From an optimization exercise on the open Yosys and OpenROAD flow, aimed at small area, a short achievable clock period and few clock cycles per item; shortcuts taken in it are not production practice.
Only simulation tests tie the RTL to the original design; equivalence was not proved.
Not every run is shown, and edits may drop behaviour that the tests do not exercise.

**design/flow/config.mk**
```make
export PLATFORM = sky130hd
export DESIGN_NAME = tfg_modmul
export DESIGN_NICKNAME = tfg_modmul
export VERILOG_FILES = /design/flow/design.v
export SDC_FILE = /design/flow/constraint.sdc
export NUM_CORES = 4
export LEC_CHECK = 0
export CAP_MARGIN = 20
export CORE_MARGIN = 2
export CORE_UTILIZATION = 40
export SLEW_MARGIN = 20
```
**design/flow/constraint.sdc**
```tcl
create_clock -name core_clock -period 18.0 [get_ports {clk}]
set_input_delay 3.6000 -clock core_clock [delete_from_list [all_inputs] [get_ports {clk}]]
set_output_delay 3.6000 -clock core_clock [all_outputs]
set_load 0.01 [all_outputs]
```
**design/flow/design.v**
```verilog
module karatsuba_multiply_32
(
    input               clk     ,
    input       [31:0]  x       , 
    input       [31:0]  y       ,   
    output reg  [63:0]  product
);
    wire [15:0] a,b,c,d;
    reg [31:0] ac,bd, ac_d1,ac_d2,ac_d3, bd_d1,bd_d2,bd_d3;
    reg [16:0] a_add_b, c_add_d;
    reg [33:0] ab_cd, ab_cd_d1; 
    reg [63:0] temp0,temp1,temp2;
      assign a = x[31:16];    
      assign b = x[15:0];     
      assign c = y[31:16];    
      assign d = y[15:0];     
      always@(posedge clk) begin
        {ac_d1,ac_d2,ac_d3}<={ac,ac_d1,ac_d2};
        {bd_d1,bd_d2,bd_d3}<={bd,bd_d1,bd_d2};
        ab_cd_d1 <= ab_cd;
      end
      always@(posedge clk ) begin
        ac <= a * c;
      end 
      always@(posedge clk ) begin 
        bd <= b * d;
      end
      always@(posedge clk ) begin
        a_add_b <= (a + b) ;
        c_add_d <= (c + d) ;
        ab_cd <= a_add_b * c_add_d;
      end
      always @(posedge clk ) begin
        temp0 <= {$signed({1'b0,ab_cd}) - $signed({1'b0,ac_d1}) - $signed({1'b0,bd_d1}), 16'b0};
        temp1 <= temp0 + bd_d2;
        product <= temp1 + {ac_d3, 32'b0};
      end
endmodule
`timescale 1ns / 1ps
module karatsuba_multiply_62
(
    input                      clk,
    input       [61:0]           x, 
    input       [61:0]           y, 
    output reg [123:0]     product
);
    wire [31:0] a,b,c,d;
    wire [32:0] ab,cd;
    wire [63:0] ac,bd, ab_cd;
    reg  [63:0] ac_d1, ac_d2, bd_d1;
    reg [123:0] temp0,temp1,temp2;
      assign a = {1'b0,x[61:31]};    
      assign b = {1'b0,x[30:0]};     
      assign c = {1'b0,y[61:31]};    
      assign d = {1'b0,y[30:0]};     
      karatsuba_multiply_32 u_karatsuba_multiply_32_0
      (
          .clk      (clk    ),
          .x        ( a     ),
          .y        ( c     ),
          .product  ( ac    )
      );
      karatsuba_multiply_32 u_karatsuba_multiply_32_1
      (
          .clk      (clk    ),
          .x        ( b     ),
          .y        ( d     ),
          .product  ( bd    )
      );
        assign ab = (a + b);
        assign cd = (c + d);
      karatsuba_multiply_32 u_karatsuba_multiply_32_2
      (
          .clk      (clk       ),
          .x        ( ab[31:0] ),
          .y        ( cd[31:0] ),
          .product  ( ab_cd    )
      );
      always@(posedge clk ) begin
        bd_d1 <= bd;
        {ac_d1,ac_d2}<={ac,ac_d1};
        temp0 <= {$signed({1'b0,ab_cd}) - $signed({1'b0,ac}) - $signed({1'b0,bd}), 31'b0};
        temp1 <= temp0 + bd_d1;
        product <= temp1 + {ac_d2[61:0], 62'b0} ;
      end
endmodule
`timescale 1ns / 1ps
module barret_sp
#(
    parameter MAX_BW = 62
)
(
    input                             clk     ,
    input                             rst_n   ,
    input                             i_valid ,
    input                             i_mode  ,
    input       [2*MAX_BW-1:0]        i_xy    ,
    input       [MAX_BW-1:0]          i_q     , 
    input       [MAX_BW:0]            i_t     ,
    output                            o_valid,
    output      [2*MAX_BW-1:0]        o_res  
);
wire                             i_hamming_sign0       ;
wire       [4:0]                 i_hamming_index0      ;
wire                             i_hamming_sign1       ;
wire       [4:0]                 i_hamming_index1      ;
wire                             i_hamming_sign0_T     ;
wire       [4:0]                 i_hamming_index0_T    ;
wire                             i_hamming_sign1_T     ;
wire       [4:0]                 i_hamming_index1_T    ;
wire                             i_hamming_sign2_T     ;
wire       [4:0]                 i_hamming_index2_T    ;
wire                             i_hamming_sign3_T     ;
wire       [4:0]                 i_hamming_index3_T    ;
assign {i_hamming_sign0    ,
        i_hamming_index0   ,
        i_hamming_sign1    ,
        i_hamming_index1   ,
        i_hamming_sign0_T  ,
        i_hamming_index0_T ,
        i_hamming_sign1_T  ,
        i_hamming_index1_T ,
        i_hamming_sign2_T  ,
        i_hamming_index2_T ,
        i_hamming_sign3_T  ,
        i_hamming_index3_T } = i_t[35:0];
assign o_res = {xy_d9[2*MAX_BW-1:MAX_BW],res} ; 
assign o_valid = valid[3];
reg [15:0] valid;
always@(posedge clk or negedge rst_n)
begin
    if(!rst_n)
        valid<=0;
    else
        valid<={valid[14:0],i_valid};
end
reg [2*MAX_BW-1:0] 
xy_d1, xy_d2, xy_d3, xy_d4, xy_d5, xy_d6, xy_d7, xy_d8, xy_d9, xy_d10; 
always@(posedge clk or negedge rst_n) 
begin
    if(!rst_n)
        {
            xy_d1, xy_d2, xy_d3, xy_d4, xy_d5, xy_d6, xy_d7, xy_d8, xy_d9, xy_d10
        }
        <=0;
    else
        {
            xy_d1, xy_d2, xy_d3, xy_d4, xy_d5, xy_d6, xy_d7, xy_d8, xy_d9, xy_d10
        }
        <=
        {
            i_xy, xy_d1, xy_d2, xy_d3, xy_d4, xy_d5, xy_d6, xy_d7, xy_d8, xy_d9
        };
end
wire    [MAX_BW:0]  ah; 
assign ah = i_mode ? 0:(i_xy[2*MAX_BW-1:MAX_BW-1]);  
reg     [MAX_BW:0]              ah_d1,   ah_d2, ah_d3, ah_d4                ;      
reg     [2*(MAX_BW+1)-1:0]      temp0,  temp1,  temp2, temp3,  temp4        ;
always@(posedge clk or negedge rst_n)
begin
    if(!rst_n)
        {ah_d1,ah_d2,ah_d3,ah_d4}<=0;
    else
        {ah_d1,ah_d2,ah_d3,ah_d4}<={ah,ah_d1,ah_d2,ah_d3};
end
always@(*)
begin
    if(!rst_n)
        temp0=0;
    else    
        temp0=( ah << (MAX_BW+1) );
end
always@(*) 
begin
    if(i_hamming_sign0_T)
        temp1=temp0-( ah << i_hamming_index0_T );       
    else
        temp1=temp0+( ah << i_hamming_index0_T );
end
always@(*) 
begin
    if(i_hamming_sign1_T)
        temp2=temp1-( ah << i_hamming_index1_T );    
    else
        temp2=temp1+( ah << i_hamming_index1_T );
end
always@(*) 
begin
    if(i_hamming_sign2_T)
        temp3=temp2-( ah << i_hamming_index2_T );       
    else
        temp3=temp2+( ah << i_hamming_index2_T );
end
always@(posedge clk or negedge rst_n) 
begin
    if(!rst_n)
        temp4<=0;
    else if(i_hamming_sign3_T)
        temp4<=temp3-( ah << i_hamming_index3_T );    
    else
        temp4<=temp3+( ah << i_hamming_index3_T );
end
wire    [MAX_BW:0]  uh_out_high ;  
assign uh_out_high = temp4[2*MAX_BW+2-1:MAX_BW+1];  
wire    [MAX_BW:0]  al; 
assign al = uh_out_high;
wire    [MAX_BW:0]      lh_out_low;  
reg     [MAX_BW:0]              al_d1,   al_d2                ;  
reg     [2*(MAX_BW+1)-1:0]      temp5,  temp6,  temp7         ;
always@(posedge clk or negedge rst_n)
begin
    if(!rst_n)
        {al_d1,al_d2}<=0;
    else
        {al_d1,al_d2}<={al,al_d1};
end
always@(*)
begin   
        temp5=al+( al << (MAX_BW-1) );
end
always@(*) 
begin
    if(i_hamming_sign0)
        temp6=temp5-( al << i_hamming_index0 );       
    else
        temp6=temp5+( al << i_hamming_index0 );
end
always@(posedge clk or negedge rst_n) 
begin
    if(!rst_n)
        temp7 <= 0;
    else if(i_hamming_sign1)
        temp7<=temp6-( al << i_hamming_index1 );    
    else
        temp7<=temp6+( al << i_hamming_index1 );
end
assign lh_out_low = temp7[MAX_BW:0];
reg    [MAX_BW:0]   sub1    ;
reg    [MAX_BW:0]   sub1_d1 ; 
always@(posedge clk or negedge rst_n)
begin
    if(!rst_n)  
        sub1<=0;
    else
        sub1<=xy_d2[MAX_BW:0]-lh_out_low; 
end
reg  signed  [MAX_BW+1:0]   sub2    ; 
always@(*)
begin
     sub2=$signed({1'b0,sub1})-$signed({2'b0,i_q});
end
reg     [MAX_BW-1:0]      res;
always@(posedge clk or negedge rst_n)
begin
    if(!rst_n)
        res<=0;
    else if(sub2[MAX_BW+1] || i_mode)  
        res<=sub1;
    else
        res<=sub2;
end
endmodule
module tfg_modmul
(
    input                 clk     ,
    input                 rst_n   ,
    input                 i_valid ,
    input       [61:0]    i_a     ,
    input       [61:0]    i_b     ,
    input       [61:0]    i_q     ,
    input       [62:0]    i_t     ,
    output                o_valid ,
    output      [61:0]    o_res
);
localparam MUL_CC = 8;
reg  [MUL_CC-1:0] mul_valid;
wire [123:0]      mul_p;
wire [123:0]      barret_res;
always@(posedge clk or negedge rst_n)
begin
    if(!rst_n)
        mul_valid <= 0;
    else
        mul_valid <= {mul_valid[MUL_CC-2:0], i_valid};
end
karatsuba_multiply_62 u_mul
(
    .clk        ( clk      ),
    .x          ( i_a      ),
    .y          ( i_b      ),
    .product    ( mul_p    )
);
barret_sp#(
    .MAX_BW     ( 62       )
)u_barret_sp(
    .clk        ( clk                  ),
    .rst_n      ( rst_n                ),
    .i_valid    ( mul_valid[MUL_CC-1]  ),
    .i_mode     ( 1'b0                 ),
    .i_xy       ( mul_p                ),
    .i_q        ( i_q                  ),
    .i_t        ( i_t                  ),
    .o_valid    ( o_valid              ),
    .o_res      ( barret_res           )
);
assign o_res = barret_res[61:0];
endmodule
```
**design/flow/run.sh**
```bash
#!/bin/bash
# synth_recipe.tcl (not shown) runs the flow's synth.tcl, then flattens the netlist and writes it again
# the make line also repeats each setting of config.mk as NAME=value (left out here)
make -C /OpenROAD-flow-scripts/flow DESIGN_CONFIG=/design/flow/config.mk WORK_HOME=/design/flow/orfs CLKGATE_MAP_FILE= SYNTH_SCRIPT=/design/flow/synth_recipe.tcl finish
```
**Run 1: signal wires by layer**

Scale bar: 200 um.
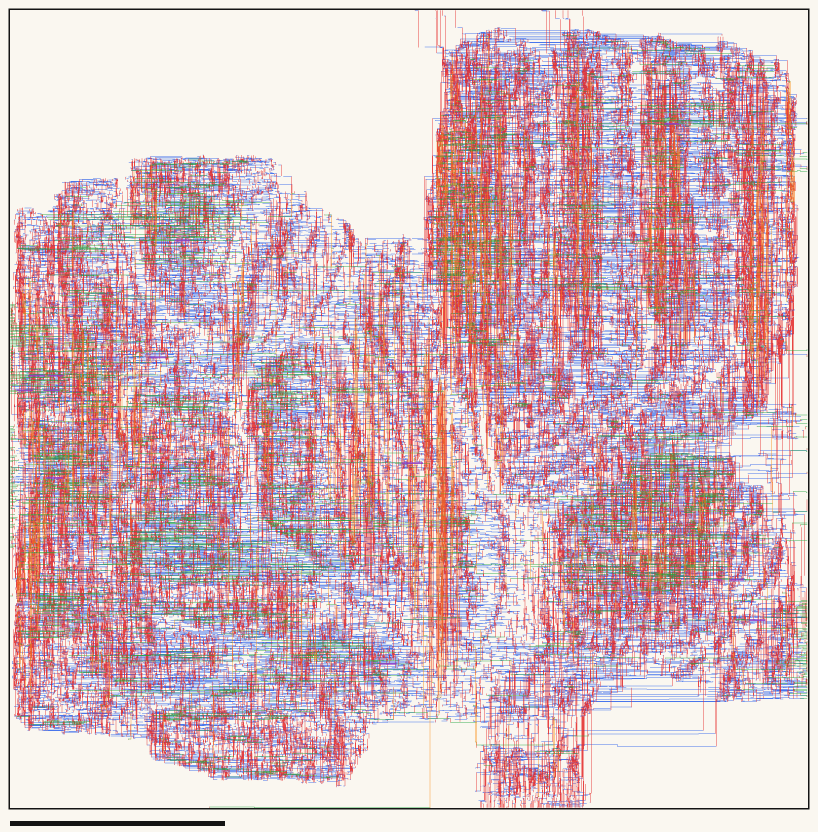
M1: marked blue, wire length 308 mm. M3: marked green, wire length 50.0 mm. M2: marked red, wire length 305 mm. M5: marked purple, wire length 197 um. M4: marked orange, wire length 30.8 mm.

**Run 1: M1 wires**

Scale bar: 200 um.
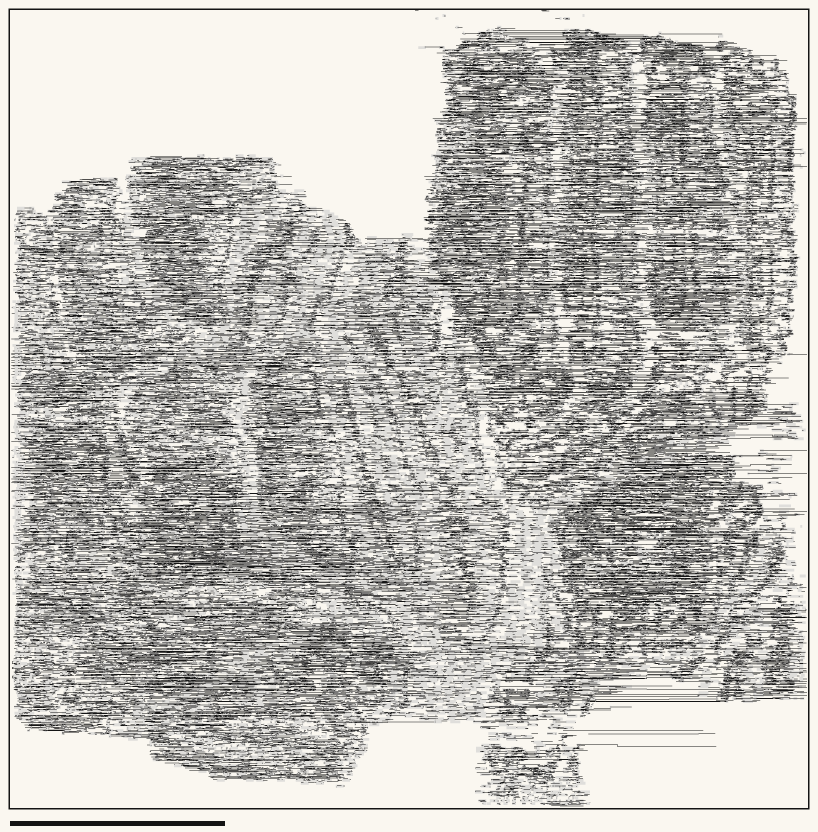
The layer holds 44% of the routed length. The longest straight run is 133 um. The layer carries 308 mm of wire.

**Run 1: routing congestion map**

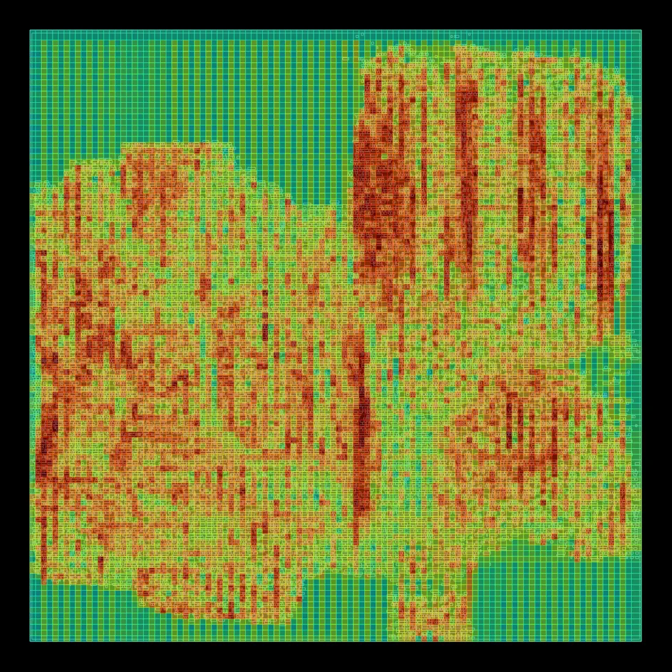
final core occ: 45.3%
GR peak layer: met2
total track usage: 24.5%

==> run summary, run 1 <==
Signal inverters=3143; CTS tree=done; H-tree levels=4; arrival time at the worst endpoint=17950 ps; DR vias/cell=5.34; # diodes=23; Die H=744 um; detailed route wirelength on metal2=305 mm; GR Util met3=3.91%; compound-gate portion of the synthesized area=12.8%; Hold Path Sink=u_mul.u_karatsuba_multiply_32_2.ac_d3[7]; Clock Skews=164 ps; first-pass GRT wire length=1050 mm; vias=179000; Cell variety after synth=124; Largest regs=u_mul.product x124, u_mul.temp1 x97, u_mul.temp0 x65; final setup fails=0; seq_cells=2173; Non-Clock Buffer Area Fraction=5.86%; area of the multi-input gates=0.158 mm2; DRC=0; Post-Synth XOR/XNOR Area=7.23%; met2 Use GR=38.9%; Startpoint Class=input pin; DRT iter0 DRCs=13900; mean post-synth cell area=8.73 um2; Post-Route WL=694 mm; final net count=30400; Area Growth Syn to Fin=12.7%; Yosys top cell by area=fa_1; sequential share of the synthesized area=20.8%; status=finished clean; most frequent cells in the layout=3118 x inv_1, 3087 x nand2_1, 2124 x ha_1, 1959 x fa_1, 1766 x dfxtp_1; filler cell count=53300; wl on met1=308 mm; # rows=271; # Taps=7234; Worst Setup SP=i_t[18]; synth top area cells=fa_1 18%, dfxtp_1 16%, ha_1 12%; clock root buffer=clkbuf_16; hold slack=211 ps; sequential share of cell area=18.4%; HP Start=u_mul.u_karatsuba_multiply_32_2.ac_d2[7]
Testbench counts for the RTL of run 1, summed over its fixed seeds: cycles 12,096, items 12,000.
## Run 2: large edit since run 1, in outline
design/flow/design.v: 307 -> 9151 lines; modules unchanged: 0
  tfg_fa: new, 4 lines
  tfg_ha: new, 4 lines
  tfg_bpp: new, 3 lines
  tfg_mul_pp: new, 7724 lines
  tfg_mul_fin: new, 252 lines
  tfg_red_t: new, 690 lines
  tfg_red_l: new, 405 lines
  tfg_red_f: new, 10 lines
  tfg_modmul: edited, 45 -> 59 lines
  removed: karatsuba_multiply_32, karatsuba_multiply_62, barret_sp
==> module tfg_bpp as of run 2 <==
module tfg_bpp (input a1, input a0, input one, input two, input neg, output pp);
assign pp = ((one & a1) | (two & a0)) ^ neg;
endmodule
==> module tfg_mul_fin as of run 2 <==
module tfg_mul_fin (
    input [367:0] cut,
    output [123:0] p
);
wire n1, n2;
tfg_ha u_n1 (.a(cut[3]), .b(cut[4]), .s(n1), .co(n2));
wire n3, n4;
tfg_ha u_n3 (.a(cut[6]), .b(cut[7]), .s(n3), .co(n4));
wire n5, n6;
tfg_fa u_n5 (.a(cut[8]), .b(cut[9]), .c(cut[10]), .s(n5), .co(n6));
wire n7, n8;
tfg_fa u_n7 (.a(cut[11]), .b(cut[12]), .c(cut[13]), .s(n7), .co(n8));
wire n9, n10;
tfg_fa u_n9 (.a(cut[14]), .b(cut[15]), .c(cut[16]), .s(n9), .co(n10));
wire n11, n12;
tfg_fa u_n11 (.a(cut[17]), .b(cut[18]), .c(cut[19]), .s(n11), .co(n12));
wire n13, n14;
tfg_fa u_n13 (.a(cut[20]), .b(cut[21]), .c(cut[22]), .s(n13), .co(n14));
wire n15, n16;
tfg_fa u_n15 (.a(cut[23]), .b(cut[24]), .c(cut[25]), .s(n15), .co(n16));
wire n17, n18;
tfg_fa u_n17 (.a(cut[26]), .b(cut[27]), .c(cut[28]), .s(n17), .co(n18));
wire n19, n20;
tfg_fa u_n19 (.a(cut[29]), .b(cut[30]), .c(cut[31]), .s(n19), .co(n20));
wire n21, n22;
tfg_fa u_n21 (.a(cut[32]), .b(cut[33]), .c(cut[34]), .s(n21), .co(n22));
wire n23, n24;
tfg_fa u_n23 (.a(cut[35]), .b(cut[36]), .c(cut[37]), .s(n23), .co(n24));
wire n25, n26;
tfg_fa u_n25 (.a(cut[38]), .b(cut[39]), .c(cut[40]), .s(n25), .co(n26));
wire n27, n28;
tfg_fa u_n27 (.a(cut[41]), .b(cut[42]), .c(cut[43]), .s(n27), .co(n28));
wire n29, n30;
tfg_fa u_n29 (.a(cut[44]), .b(cut[45]), .c(cut[46]), .s(n29), .co(n30));
wire n31, n32;
tfg_fa u_n31 (.a(cut[47]), .b(cut[48]), .c(cut[49]), .s(n31), .co(n32));
wire n33, n34;
tfg_fa u_n33 (.a(cut[50]), .b(cut[51]), .c(cut[52]), .s(n33), .co(n34));
wire n35, n36;
tfg_fa u_n35 (.a(cut[53]), .b(cut[54]), .c(cut[55]), .s(n35), .co(n36));
wire n37, n38;
tfg_fa u_n37 (.a(cut[56]), .b(cut[57]), .c(cut[58]), .s(n37), .co(n38));
wire n39, n40;
tfg_fa u_n39 (.a(cut[59]), .b(cut[60]), .c(cut[61]), .s(n39), .co(n40));
wire n41, n42;
tfg_fa u_n41 (.a(cut[62]), .b(cut[63]), .c(cut[64]), .s(n41), .co(n42));
wire n43, n44;
tfg_fa u_n43 (.a(cut[65]), .b(cut[66]), .c(cut[67]), .s(n43), .co(n44));
wire n45, n46;
tfg_fa u_n45 (.a(cut[68]), .b(cut[69]), .c(cut[70]), .s(n45), .co(n46));
wire n47, n48;
tfg_fa u_n47 (.a(cut[71]), .b(cut[72]), .c(cut[73]), .s(n47), .co(n48));
wire n49, n50;
tfg_fa u_n49 (.a(cut[74]), .b(cut[75]), .c(cut[76]), .s(n49), .co(n50));
wire n51, n52;
tfg_fa u_n51 (.a(cut[77]), .b(cut[78]), .c(cut[79]), .s(n51), .co(n52));
wire n53, n54;
tfg_fa u_n53 (.a(cut[80]), .b(cut[81]), .c(cut[82]), .s(n53), .co(n54));
wire n55, n56;
tfg_fa u_n55 (.a(cut[83]), .b(cut[84]), .c(cut[85]), .s(n55), .co(n56));
wire n57, n58;
tfg_fa u_n57 (.a(cut[86]), .b(cut[87]), .c(cut[88]), .s(n57), .co(n58));
wire n59, n60;
tfg_fa u_n59 (.a(cut[89]), .b(cut[90]), .c(cut[91]), .s(n59), .co(n60));
wire n61, n62;
tfg_fa u_n61 (.a(cut[92]), .b(cut[93]), .c(cut[94]), .s(n61), .co(n62));
wire n63, n64;
tfg_fa u_n63 (.a(cut[95]), .b(cut[96]), .c(cut[97]), .s(n63), .co(n64));
wire n65, n66;
tfg_fa u_n65 (.a(cut[98]), .b(cut[99]), .c(cut[100]), .s(n65), .co(n66));
wire n67, n68;
tfg_fa u_n67 (.a(cut[101]), .b(cut[102]), .c(cut[103]), .s(n67), .co(n68));
wire n69, n70;
tfg_fa u_n69 (.a(cut[104]), .b(cut[105]), .c(cut[106]), .s(n69), .co(n70));
wire n71, n72;
tfg_fa u_n71 (.a(cut[107]), .b(cut[108]), .c(cut[109]), .s(n71), .co(n72));
wire n73, n74;
tfg_fa u_n73 (.a(cut[110]), .b(cut[111]), .c(cut[112]), .s(n73), .co(n74));
wire n75, n76;
tfg_fa u_n75 (.a(cut[113]), .b(cut[114]), .c(cut[115]), .s(n75), .co(n76));
wire n77, n78;
tfg_fa u_n77 (.a(cut[116]), .b(cut[117]), .c(cut[118]), .s(n77), .co(n78));
wire n79, n80;
tfg_fa u_n79 (.a(cut[119]), .b(cut[120]), .c(cut[121]), .s(n79), .co(n80));
wire n81, n82;
tfg_fa u_n81 (.a(cut[122]), .b(cut[123]), .c(cut[124]), .s(n81), .co(n82));
wire n83, n84;
tfg_fa u_n83 (.a(cut[125]), .b(cut[126]), .c(cut[127]), .s(n83), .co(n84));
wire n85, n86;
tfg_fa u_n85 (.a(cut[128]), .b(cut[129]), .c(cut[130]), .s(n85), .co(n86));
wire n87, n88;
tfg_fa u_n87 (.a(cut[131]), .b(cut[132]), .c(cut[133]), .s(n87), .co(n88));
wire n89, n90;
tfg_fa u_n89 (.a(cut[134]), .b(cut[135]), .c(cut[136]), .s(n89), .co(n90));
wire n91, n92;
tfg_fa u_n91 (.a(cut[137]), .b(cut[138]), .c(cut[139]), .s(n91), .co(n92));
wire n93, n94;
tfg_fa u_n93 (.a(cut[140]), .b(cut[141]), .c(cut[142]), .s(n93), .co(n94));
wire n95, n96;
tfg_fa u_n95 (.a(cut[143]), .b(cut[144]), .c(cut[145]), .s(n95), .co(n96));
wire n97, n98;
tfg_fa u_n97 (.a(cut[146]), .b(cut[147]), .c(cut[148]), .s(n97), .co(n98));
wire n99, n100;
tfg_fa u_n99 (.a(cut[149]), .b(cut[150]), .c(cut[151]), .s(n99), .co(n100));
wire n101, n102;
tfg_fa u_n101 (.a(cut[152]), .b(cut[153]), .c(cut[154]), .s(n101), .co(n102));
wire n103, n104;
tfg_fa u_n103 (.a(cut[155]), .b(cut[156]), .c(cut[157]), .s(n103), .co(n104));
wire n105, n106;
tfg_fa u_n105 (.a(cut[158]), .b(cut[159]), .c(cut[160]), .s(n105), .co(n106));
wire n107, n108;
tfg_fa u_n107 (.a(cut[161]), .b(cut[162]), .c(cut[163]), .s(n107), .co(n108));
wire n109, n110;
tfg_fa u_n109 (.a(cut[164]), .b(cut[165]), .c(cut[166]), .s(n109), .co(n110));
wire n111, n112;
tfg_fa u_n111 (.a(cut[167]), .b(cut[168]), .c(cut[169]), .s(n111), .co(n112));
wire n113, n114;
tfg_fa u_n113 (.a(cut[170]), .b(cut[171]), .c(cut[172]), .s(n113), .co(n114));
wire n115, n116;
tfg_fa u_n115 (.a(cut[173]), .b(cut[174]), .c(cut[175]), .s(n115), .co(n116));
wire n117, n118;
tfg_fa u_n117 (.a(cut[176]), .b(cut[177]), .c(cut[178]), .s(n117), .co(n118));
wire n119, n120;
tfg_fa u_n119 (.a(cut[179]), .b(cut[180]), .c(cut[181]), .s(n119), .co(n120));
wire n121, n122;
tfg_fa u_n121 (.a(cut[182]), .b(cut[183]), .c(cut[184]), .s(n121), .co(n122));
wire n123, n124;
tfg_fa u_n123 (.a(cut[185]), .b(cut[186]), .c(cut[187]), .s(n123), .co(n124));
wire n125, n126;
tfg_fa u_n125 (.a(cut[188]), .b(cut[189]), .c(cut[190]), .s(n125), .co(n126));
wire n127, n128;
tfg_fa u_n127 (.a(cut[191]), .b(cut[192]), .c(cut[193]), .s(n127), .co(n128));
wire n129, n130;
tfg_fa u_n129 (.a(cut[194]), .b(cut[195]), .c(cut[196]), .s(n129), .co(n130));
wire n131, n132;
tfg_fa u_n131 (.a(cut[197]), .b(cut[198]), .c(cut[199]), .s(n131), .co(n132));
wire n133, n134;
tfg_fa u_n133 (.a(cut[200]), .b(cut[201]), .c(cut[202]), .s(n133), .co(n134));
wire n135, n136;
tfg_fa u_n135 (.a(cut[203]), .b(cut[204]), .c(cut[205]), .s(n135), .co(n136));
wire n137, n138;
tfg_fa u_n137 (.a(cut[206]), .b(cut[207]), .c(cut[208]), .s(n137), .co(n138));
wire n139, n140;
tfg_fa u_n139 (.a(cut[209]), .b(cut[210]), .c(cut[211]), .s(n139), .co(n140));
wire n141, n142;
tfg_fa u_n141 (.a(cut[212]), .b(cut[213]), .c(cut[214]), .s(n141), .co(n142));
wire n143, n144;
tfg_fa u_n143 (.a(cut[215]), .b(cut[216]), .c(cut[217]), .s(n143), .co(n144));
wire n145, n146;
tfg_fa u_n145 (.a(cut[218]), .b(cut[219]), .c(cut[220]), .s(n145), .co(n146));
wire n147, n148;
tfg_fa u_n147 (.a(cut[221]), .b(cut[222]), .c(cut[223]), .s(n147), .co(n148));
wire n149, n150;
tfg_fa u_n149 (.a(cut[224]), .b(cut[225]), .c(cut[226]), .s(n149), .co(n150));
wire n151, n152;
tfg_fa u_n151 (.a(cut[227]), .b(cut[228]), .c(cut[229]), .s(n151), .co(n152));
wire n153, n154;
tfg_fa u_n153 (.a(cut[230]), .b(cut[231]), .c(cut[232]), .s(n153), .co(n154));
wire n155, n156;
tfg_fa u_n155 (.a(cut[233]), .b(cut[234]), .c(cut[235]), .s(n155), .co(n156));
wire n157, n158;
tfg_fa u_n157 (.a(cut[236]), .b(cut[237]), .c(cut[238]), .s(n157), .co(n158));
wire n159, n160;
tfg_fa u_n159 (.a(cut[239]), .b(cut[240]), .c(cut[241]), .s(n159), .co(n160));
wire n161, n162;
tfg_fa u_n161 (.a(cut[242]), .b(cut[243]), .c(cut[244]), .s(n161), .co(n162));
wire n163, n164;
tfg_fa u_n163 (.a(cut[245]), .b(cut[246]), .c(cut[247]), .s(n163), .co(n164));
wire n165, n166;
tfg_fa u_n165 (.a(cut[248]), .b(cut[249]), .c(cut[250]), .s(n165), .co(n166));
wire n167, n168;
tfg_fa u_n167 (.a(cut[251]), .b(cut[252]), .c(cut[253]), .s(n167), .co(n168));
wire n169, n170;
tfg_fa u_n169 (.a(cut[254]), .b(cut[255]), .c(cut[256]), .s(n169), .co(n170));
wire n171, n172;
tfg_fa u_n171 (.a(cut[257]), .b(cut[258]), .c(cut[259]), .s(n171), .co(n172));
wire n173, n174;
tfg_fa u_n173 (.a(cut[260]), .b(cut[261]), .c(cut[262]), .s(n173), .co(n174));
wire n175, n176;
tfg_fa u_n175 (.a(cut[263]), .b(cut[264]), .c(cut[265]), .s(n175), .co(n176));
wire n177, n178;
tfg_fa u_n177 (.a(cut[266]), .b(cut[267]), .c(cut[268]), .s(n177), .co(n178));
wire n179, n180;
tfg_fa u_n179 (.a(cut[269]), .b(cut[270]), .c(cut[271]), .s(n179), .co(n180));
wire n181, n182;
tfg_fa u_n181 (.a(cut[272]), .b(cut[273]), .c(cut[274]), .s(n181), .co(n182));
wire n183, n184;
tfg_fa u_n183 (.a(cut[275]), .b(cut[276]), .c(cut[277]), .s(n183), .co(n184));
wire n185, n186;
tfg_fa u_n185 (.a(cut[278]), .b(cut[279]), .c(cut[280]), .s(n185), .co(n186));
wire n187, n188;
tfg_fa u_n187 (.a(cut[281]), .b(cut[282]), .c(cut[283]), .s(n187), .co(n188));
wire n189, n190;
tfg_fa u_n189 (.a(cut[284]), .b(cut[285]), .c(cut[286]), .s(n189), .co(n190));
wire n191, n192;
tfg_fa u_n191 (.a(cut[287]), .b(cut[288]), .c(cut[289]), .s(n191), .co(n192));
wire n193, n194;
tfg_fa u_n193 (.a(cut[290]), .b(cut[291]), .c(cut[292]), .s(n193), .co(n194));
wire n195, n196;
tfg_fa u_n195 (.a(cut[293]), .b(cut[294]), .c(cut[295]), .s(n195), .co(n196));
wire n197, n198;
tfg_fa u_n197 (.a(cut[296]), .b(cut[297]), .c(cut[298]), .s(n197), .co(n198));
wire n199, n200;
tfg_fa u_n199 (.a(cut[299]), .b(cut[300]), .c(cut[301]), .s(n199), .co(n200));
wire n201, n202;
tfg_fa u_n201 (.a(cut[302]), .b(cut[303]), .c(cut[304]), .s(n201), .co(n202));
wire n203, n204;
tfg_fa u_n203 (.a(cut[305]), .b(cut[306]), .c(cut[307]), .s(n203), .co(n204));
wire n205, n206;
tfg_fa u_n205 (.a(cut[308]), .b(cut[309]), .c(cut[310]), .s(n205), .co(n206));
wire n207, n208;
tfg_fa u_n207 (.a(cut[311]), .b(cut[312]), .c(cut[313]), .s(n207), .co(n208));
wire n209, n210;
tfg_fa u_n209 (.a(cut[314]), .b(cut[315]), .c(cut[316]), .s(n209), .co(n210));
wire n211, n212;
tfg_fa u_n211 (.a(cut[317]), .b(cut[318]), .c(cut[319]), .s(n211), .co(n212));
wire n213, n214;
tfg_fa u_n213 (.a(cut[320]), .b(cut[321]), .c(cut[322]), .s(n213), .co(n214));
wire n215, n216;
tfg_fa u_n215 (.a(cut[323]), .b(cut[324]), .c(cut[325]), .s(n215), .co(n216));
wire n217, n218;
tfg_fa u_n217 (.a(cut[326]), .b(cut[327]), .c(cut[328]), .s(n217), .co(n218));
wire n219, n220;
tfg_fa u_n219 (.a(cut[329]), .b(cut[330]), .c(cut[331]), .s(n219), .co(n220));
wire n221, n222;
tfg_fa u_n221 (.a(cut[332]), .b(cut[333]), .c(cut[334]), .s(n221), .co(n222));
wire n223, n224;
tfg_fa u_n223 (.a(cut[335]), .b(cut[336]), .c(cut[337]), .s(n223), .co(n224));
wire n225, n226;
tfg_fa u_n225 (.a(cut[338]), .b(cut[339]), .c(cut[340]), .s(n225), .co(n226));
wire n227, n228;
tfg_fa u_n227 (.a(cut[341]), .b(cut[342]), .c(cut[343]), .s(n227), .co(n228));
wire n229, n230;
tfg_fa u_n229 (.a(cut[344]), .b(cut[345]), .c(cut[346]), .s(n229), .co(n230));
wire n231, n232;
tfg_fa u_n231 (.a(cut[347]), .b(cut[348]), .c(cut[349]), .s(n231), .co(n232));
wire n233, n234;
tfg_fa u_n233 (.a(cut[350]), .b(cut[351]), .c(cut[352]), .s(n233), .co(n234));
wire n235, n236;
tfg_fa u_n235 (.a(cut[353]), .b(cut[354]), .c(cut[355]), .s(n235), .co(n236));
wire n237, n238;
tfg_fa u_n237 (.a(cut[356]), .b(cut[357]), .c(cut[358]), .s(n237), .co(n238));
wire n239, n240;
tfg_fa u_n239 (.a(cut[359]), .b(cut[360]), .c(cut[361]), .s(n239), .co(n240));
wire n241, n242;
tfg_fa u_n241 (.a(cut[362]), .b(cut[363]), .c(cut[364]), .s(n241), .co(n242));
wire n243, n244;
tfg_fa u_n243 (.a(cut[365]), .b(cut[366]), .c(cut[367]), .s(n243), .co(n244));
wire [123:0] r0 = {n242, n240, n238, n236, n234, n232, n230, n228, n226, n224, n222, n220, n218, n216, n214, n212, n210, n208, n206, n204, n202, n200, n198, n196, n194, n192, n190, n188, n186, n184, n182, n180, n178, n176, n174, n172, n170, n168, n166, n164, n162, n160, n158, n156, n154, n152, n150, n148, n146, n144, n142, n140, n138, n136, n134, n132, n130, n128, n126, n124, n122, n120, n118, n116, n114, n112, n110, n108, n106, n104, n102, n100, n98, n96, n94, n92, n90, n88, n86, n84, n82, n80, n78, n76, n74, n72, n70, n68, n66, n64, n62, n60, n58, n56, n54, n52, n50, n48, n46, n44, n42, n40, n38, n36, n34, n32, n30, n28, n26, n24, n22, n20, n18, n16, n14, n12, n10, n8, n6, n4, n2, n1, cut[2], cut[0]};
wire [123:0] r1 = {n243, n241, n239, n237, n235, n233, n231, n229, n227, n225, n223, n221, n219, n217, n215, n213, n211, n209, n207, n205, n203, n201, n199, n197, n195, n193, n191, n189, n187, n185, n183, n181, n179, n177, n175, n173, n171, n169, n167, n165, n163, n161, n159, n157, n155, n153, n151, n149, n147, n145, n143, n141, n139, n137, n135, n133, n131, n129, n127, n125, n123, n121, n119, n117, n115, n113, n111, n109, n107, n105, n103, n101, n99, n97, n95, n93, n91, n89, n87, n85, n83, n81, n79, n77, n75, n73, n71, n69, n67, n65, n63, n61, n59, n57, n55, n53, n51, n49, n47, n45, n43, n41, n39, n37, n35, n33, n31, n29, n27, n25, n23, n21, n19, n17, n15, n13, n11, n9, n7, n5, n3, cut[5], 1'b0, cut[1]};
assign p = r0 + r1;
endmodule
==> module tfg_fa as of run 2 <==
module tfg_fa (input a, input b, input c, output s, output co);
assign s = a ^ b ^ c;
assign co = (a & b) | (a & c) | (b & c);
endmodule
==> module tfg_ha as of run 2 <==
module tfg_ha (input a, input b, output s, output co);
assign s = a ^ b;
assign co = a & b;
endmodule
==> module tfg_red_f as of run 2 <==
module tfg_red_f (
    input [62:0] s0,
    input [62:0] s1,
    input [61:0] q,
    output [61:0] res
);
wire [62:0] s = s0 + s1;
wire [63:0] d = {1'b0, s} - {2'b0, q};
assign res = d[63] ? s[61:0] : d[61:0];
endmodule
--- a/design/flow/config.mk
+++ b/design/flow/config.mk
@@ -8,4 +8,5 @@
 export CAP_MARGIN = 20
 export CORE_MARGIN = 2
-export CORE_UTILIZATION = 40
+export CORE_UTILIZATION = 50
 export SLEW_MARGIN = 20
+export SYNTH_HIERARCHICAL = 1
==> run summary, run 2 <==
Startpoint Class=register; final core occ=53.2%; compound-gate portion of the synthesized area=23.2%; CP max stage cell=o211ai_1; DRT iter0 DRCs=17000; HP Start=r_p[53]; first-pass GRT wire length=978 mm; mean post-synth cell area=10.7 um2; # rows=212; DR vias/cell=6.87; GR peak layer=met2; filler cell count=30100; layout cells sized above 1=20.9%; sequential share of the synthesized area=13.2%; Post-Synth XOR/XNOR Area=14.3%; grt ovf=0; Hold Path Sink=r_plo[53]; most frequent cells in the layout=2588 x xnor2_1, 2188 x fa_1, 1891 x a22oi_2, 974 x dfxtp_1, 669 x nand2_1; status=finished clean; H-tree levels=4; hold slack=294 ps; detailed route wirelength on metal2=292 mm; CTS tree=done; clock root buffer=clkbuf_16; Area Growth Syn to Fin=6.01%; Signal inverters=412; max cap viols=0; Largest regs=r_cut x368, r_p x124; Yosys top cell by area=fa_1; total track usage=39.6%; area of the multi-input gates=0.137 mm2; met2 Use GR=58.7%; wl on met1=263 mm; Clock Skews=99.7 ps; Clock Buffer Count=175; Cell variety after synth=142; # diodes=11; seq_cells=1098; sequential share of cell area=12.6%; Non-Clock Buffer Area Fraction=3.40%; GR Util met3=14.4%; # Taps=4387; final setup fails=0; synth top area cells=fa_1 26%, a22oi_2 14%, xnor2_1 14%; Worst Setup SP=r_s0[0]
Testbench counts for the RTL of run 2, summed over its fixed seeds: cycles 12,048, items 12,000.
**Run 2: sequential cells grouped by signal name**

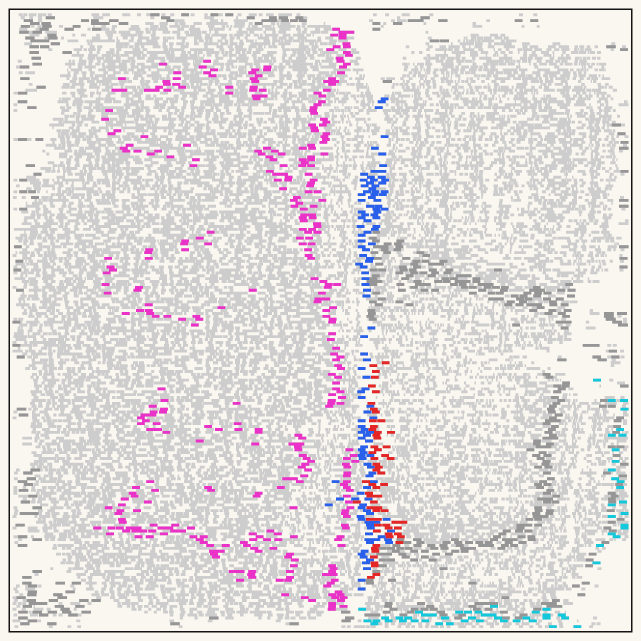
r_cut: marked magenta, placed flops 368. r_plo: marked red, placed flops 63, where bottom center. r_p: marked blue, placed flops 124. cfg_q: marked cyan, placed flops 62.
Another 481 sequential cells are not colored.

**Run 2: M1 wires**

Scale bar: 200 um.
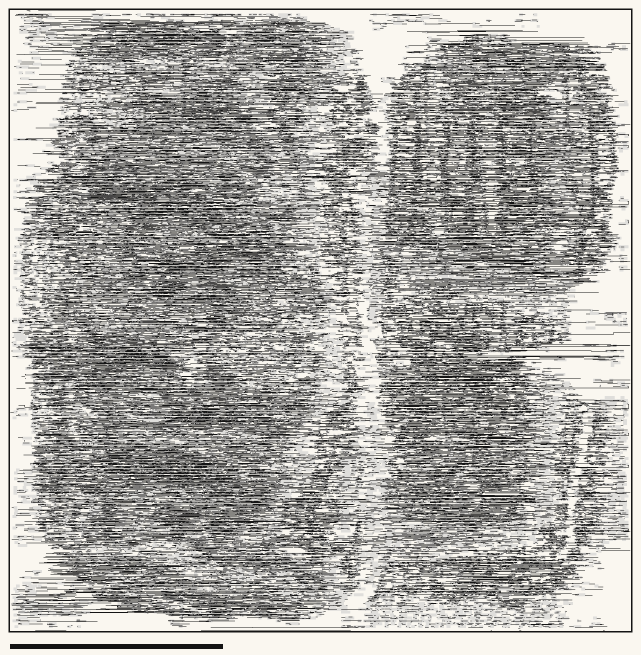
vias: 136000
met1 Resource Use GR: 50.3%
Post-Route WL: 690 mm

port drivers added, routing unchanged:
The results above use ideal ports. As a check the final layouts listed here were re-extracted and re-timed, cells and wires unchanged.
Step 1, drivers: a clkbuf_16 drives clk and a buf_2 each remaining input, both assumed.
Step 2 times the ports against the registers' clock, not the clock port: input delays grow and output delays shrink by t, the midpoint of the rising clock arrivals with the driver on.
a / b / c = no drivers / after step 1 / after step 2; a / b = the first two.
run | shift t [ns] | setup slack, ns | hold WS [ns] | latest minus earliest clock arrival (ns) | cell pins on the clock port's net
run 1 | 0.997 | 0.768 / 0.778 / -0.219 | 0.211 / 0.211 / 0.211 | 0.165 / 0.166 | 1
run 2 | 0.996 | 10.421 / 10.421 / 10.421 | 0.294 / 0.294 / 0.294 | 0.105 / 0.106 | 1
With both steps, setup timing fails in run 1, where it was met with ideal ports. For run 1, which loses most, drivers alone change the setup slack by +0.010 ns; drivers and shift together by -0.987 ns.
